This is an optimization exercise on Yosys and OpenROAD, whose aim is small area, a short achievable clock period and few clock cycles per item, not a production implementation. Function was checked by simulation only, so behaviour that the tests miss may differ from the original. Power and IR drop assume default switching activity.

### flow/config.mk
export PLATFORM = sky130hd
export DESIGN_NAME = shift_add_multiplier
export DESIGN_NICKNAME = shift_add_multiplier
export VERILOG_FILES = /design/flow/design.v
export SDC_FILE = /design/flow/constraint.sdc
export NUM_CORES = 4
export LEC_CHECK = 0
export CAP_MARGIN = 20
export CORE_MARGIN = 2
export CORE_UTILIZATION = 40
export SLEW_MARGIN = 20
### flow/constraint.sdc
create_clock -name core_clock -period 6.0 [get_ports {clk}]
set_input_delay 1.2000 -clock core_clock [delete_from_list [all_inputs] [get_ports {clk}]]
set_output_delay 1.2000 -clock core_clock [all_outputs]
set_load 0.01 [all_outputs]
### flow/design.v
module shift_add_multiplier (
    input wire clk,
    input wire rst,
    input wire start,
    input wire [31:0] multiplicand,
    input wire [31:0] multiplier,
    output reg [63:0] product,
    output reg done,
    output reg overflow
);
    localparam IDLE = 2'b00;
    localparam MULTIPLY = 2'b01;
    localparam FINISH = 2'b10;
    reg [1:0] state, next_state;
    reg [31:0] multiplier_reg;
    reg [63:0] multiplicand_reg;
    reg [5:0] count;
    reg sign_a, sign_b;
    reg [63:0] temp_product;
    function [31:0] get_abs;
        input [31:0] value;
        begin
            get_abs = value[31] ? (-value) : value;
        end
    endfunction
    always @(posedge clk or posedge rst) begin
        if (rst) begin
            state <= IDLE;
            done <= 0;
            overflow <= 0;
            count <= 0;
            product <= 64'b0;
            multiplier_reg <= 32'b0;
            multiplicand_reg <= 64'b0;
            temp_product <= 64'b0;
        end
        else begin
            state <= next_state;
            case (state)
                IDLE: begin
                    if (start) begin
                        sign_a <= multiplicand[31];
                        sign_b <= multiplier[31];
                        multiplier_reg <= get_abs(multiplier);
                        multiplicand_reg <= {{32{1'b0}}, get_abs(multiplicand)};
                        count <= 0;
                        temp_product <= 64'b0;
                        done <= 0;
                        overflow <= 0;
                    end
                end
                MULTIPLY: begin
                    if (count < 32) begin
                        if (multiplier_reg[0]) begin
                            temp_product <= temp_product + multiplicand_reg;
                        end
                        multiplicand_reg <= multiplicand_reg << 1;
                        multiplier_reg <= multiplier_reg >> 1;
                        count <= count + 1;
                    end
                end
                FINISH: begin
                    if (sign_a ^ sign_b) begin
                        product <= -temp_product;
                    end
                    else begin
                        product <= temp_product;
                    end
                    if (sign_a ^ sign_b) begin
                        if (temp_product > 64'h8000000000000000) begin
                            overflow <= 1;
                        end
                    end
                    else begin
                        if (temp_product > 64'h7FFFFFFFFFFFFFFF) begin
                            overflow <= 1;
                        end
                    end
                    done <= 1;
                end
            endcase
        end
    end
    always @(*) begin
        case (state)
            IDLE: 
                next_state = start ? MULTIPLY : IDLE;
            MULTIPLY: 
                next_state = (count == 32) ? FINISH : MULTIPLY;
            FINISH: 
                next_state = IDLE;
            default: 
                next_state = IDLE;
        endcase
    end
endmodule
### flow/run.sh
#!/bin/bash
# synth_recipe.tcl (not shown) runs the flow's synth.tcl, then flattens the netlist and writes it again
# the make line also repeats each setting of config.mk as NAME=value (left out here)
make -C /OpenROAD-flow-scripts/flow DESIGN_CONFIG=/design/flow/config.mk WORK_HOME=/design/flow/orfs CLKGATE_MAP_FILE= SYNTH_SCRIPT=/design/flow/synth_recipe.tcl finish
Figure 1. Signal wires on met1.
Drawn at 2 px/µm. Supply wires on this layer in grey.
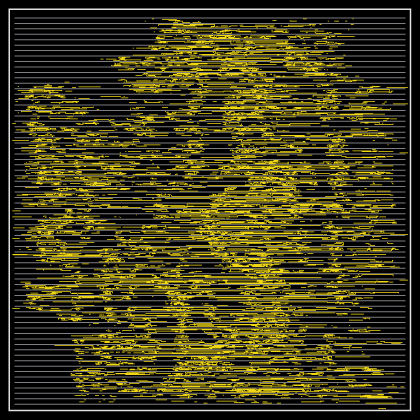
main direction = horizontal
share of all routed wire = 52%
wire length on this layer = 21.4 mm
longest straight run = 58.2 µm
nets with wire on the layer = 1932
Via Count: 13370
routed wire length: 40850 µm
GR met1 Demand/Resource: 0.3251

==> metrics.md <==
| Metric | Value |
|---|---|
| Post-synth top area cell | dfrtp_1 |
| Post-synthesis compound-gate area fraction | 0.2157 |
| Startpoint Class | primary input |
| Hold-fix buffers, CTS | 0 |
| Comb group | around 4.0 mW |
| # rows | 71 |
| Inverters | 31 |
| Count of plain and timing-repair buffers | between 100 and 150 |
| Setup violations, final | 0 |
| Least-Margin Pin Slew | 1011 ps |
| GR Util met3 | 0.02537 |
| Routability Congestion | ~0.88 |
| Fillers | between 3000 and 4000 |
| Non-clock buffer share of cell area | 0.08058 |
| Layout cell share with drive strength beyond 1 | 0.04876 |
| Final Non-Filler Cells | 2480 |
| Multi-input gate share of total cell area | 0.4965 |
| CP peak stage delay | between 400 and 500 ps |
| # Post-CTS Setup Buffers | 0 |
| Synth top area share | 0.3817 |
| Grt ovf | 0 |
| P_clk | between 1.5 and 2 mW |
| Sequential power share | 0.320 |
| Critical Path Sink Type | flop |
| Pre-CTS setup slack | approximately 1300 ps |
| Clock sink total | about 240 |
| Met1 wire length | 21400 µm |
| Largest family of logic cells by synthesized area | compound AO/OA/AOI/OAI gates |
| Total power | ~8.5 mW |
| Top Usage Layer GRT | met1 |
| Xor and xnor area share after synthesis | 0.1022 |
| Clk buf depth | 3 |
| Status | finished clean |
| PD cells | roughly 470 nW/µm² |
| P_leak | about 7.9 nW |
| Fmax | between 200 and 250 MHz |
| Synth-to-Final Area Change | 18.03% |
| Post-DP HPWL | 30240 µm |
| Top-count cell post-synth | nand2_1 |
| Crit path cell chain | clkdlybuf4s50_1 -> inv_1 -> ha_1 -> or3b_2 -> or4_1 -> or3_1 -> nand2b_1 -> o21ai_1 -> o21ai_1 -> a21oi_1 -> xnor2_1 -> nand2_1 -> a31oi_1 |
Testbench counts, summed over its fixed seeds: cycles 84,000, items 2,400.
Figure 2. Metal 2.
Drawn at 2 px/µm.
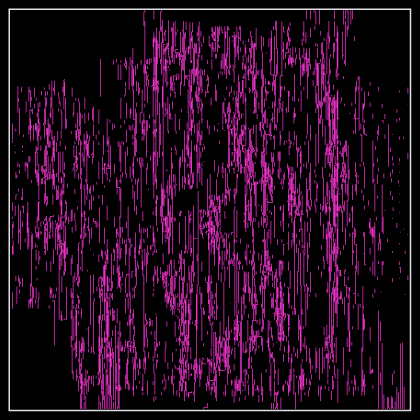
longest straight run = 80.4 µm
wire length on this layer = 16700 µm
met2 usage in global routing: 0.2977

==> what the ideal ports hide <==
The flow's constraints put no driver on any port. The routed layout listed below was extracted and timed again, unchanged, in two steps.
Step 1 (the two cells are an assumption about what drives the block):
set clk [get_ports {clk}]
set_driving_cell -lib_cell sky130_fd_sc_hd__clkbuf_16 $clk
set_driving_cell -lib_cell sky130_fd_sc_hd__buf_2 [delete_from_list [all_inputs] $clk]
Step 2 times the ports against the registers' clock, not the clock port: input delays grow and output delays shrink by t, the midpoint of the rising clock arrivals with the driver on.
Three values: no drivers, after step 1, after step 2; two values: the first two.
t, ns: 0.601
setup WS [ns]: 1.879 / 1.912 / 1.311
hold WS [ns]: 0.472 / 0.472 / 0.472
clock arrival spread, ns: 0.012 / 0.012
After both steps this run still meets setup and hold. The setup slack of this run moves by +0.033 ns with the drivers and by -0.568 ns with both steps.
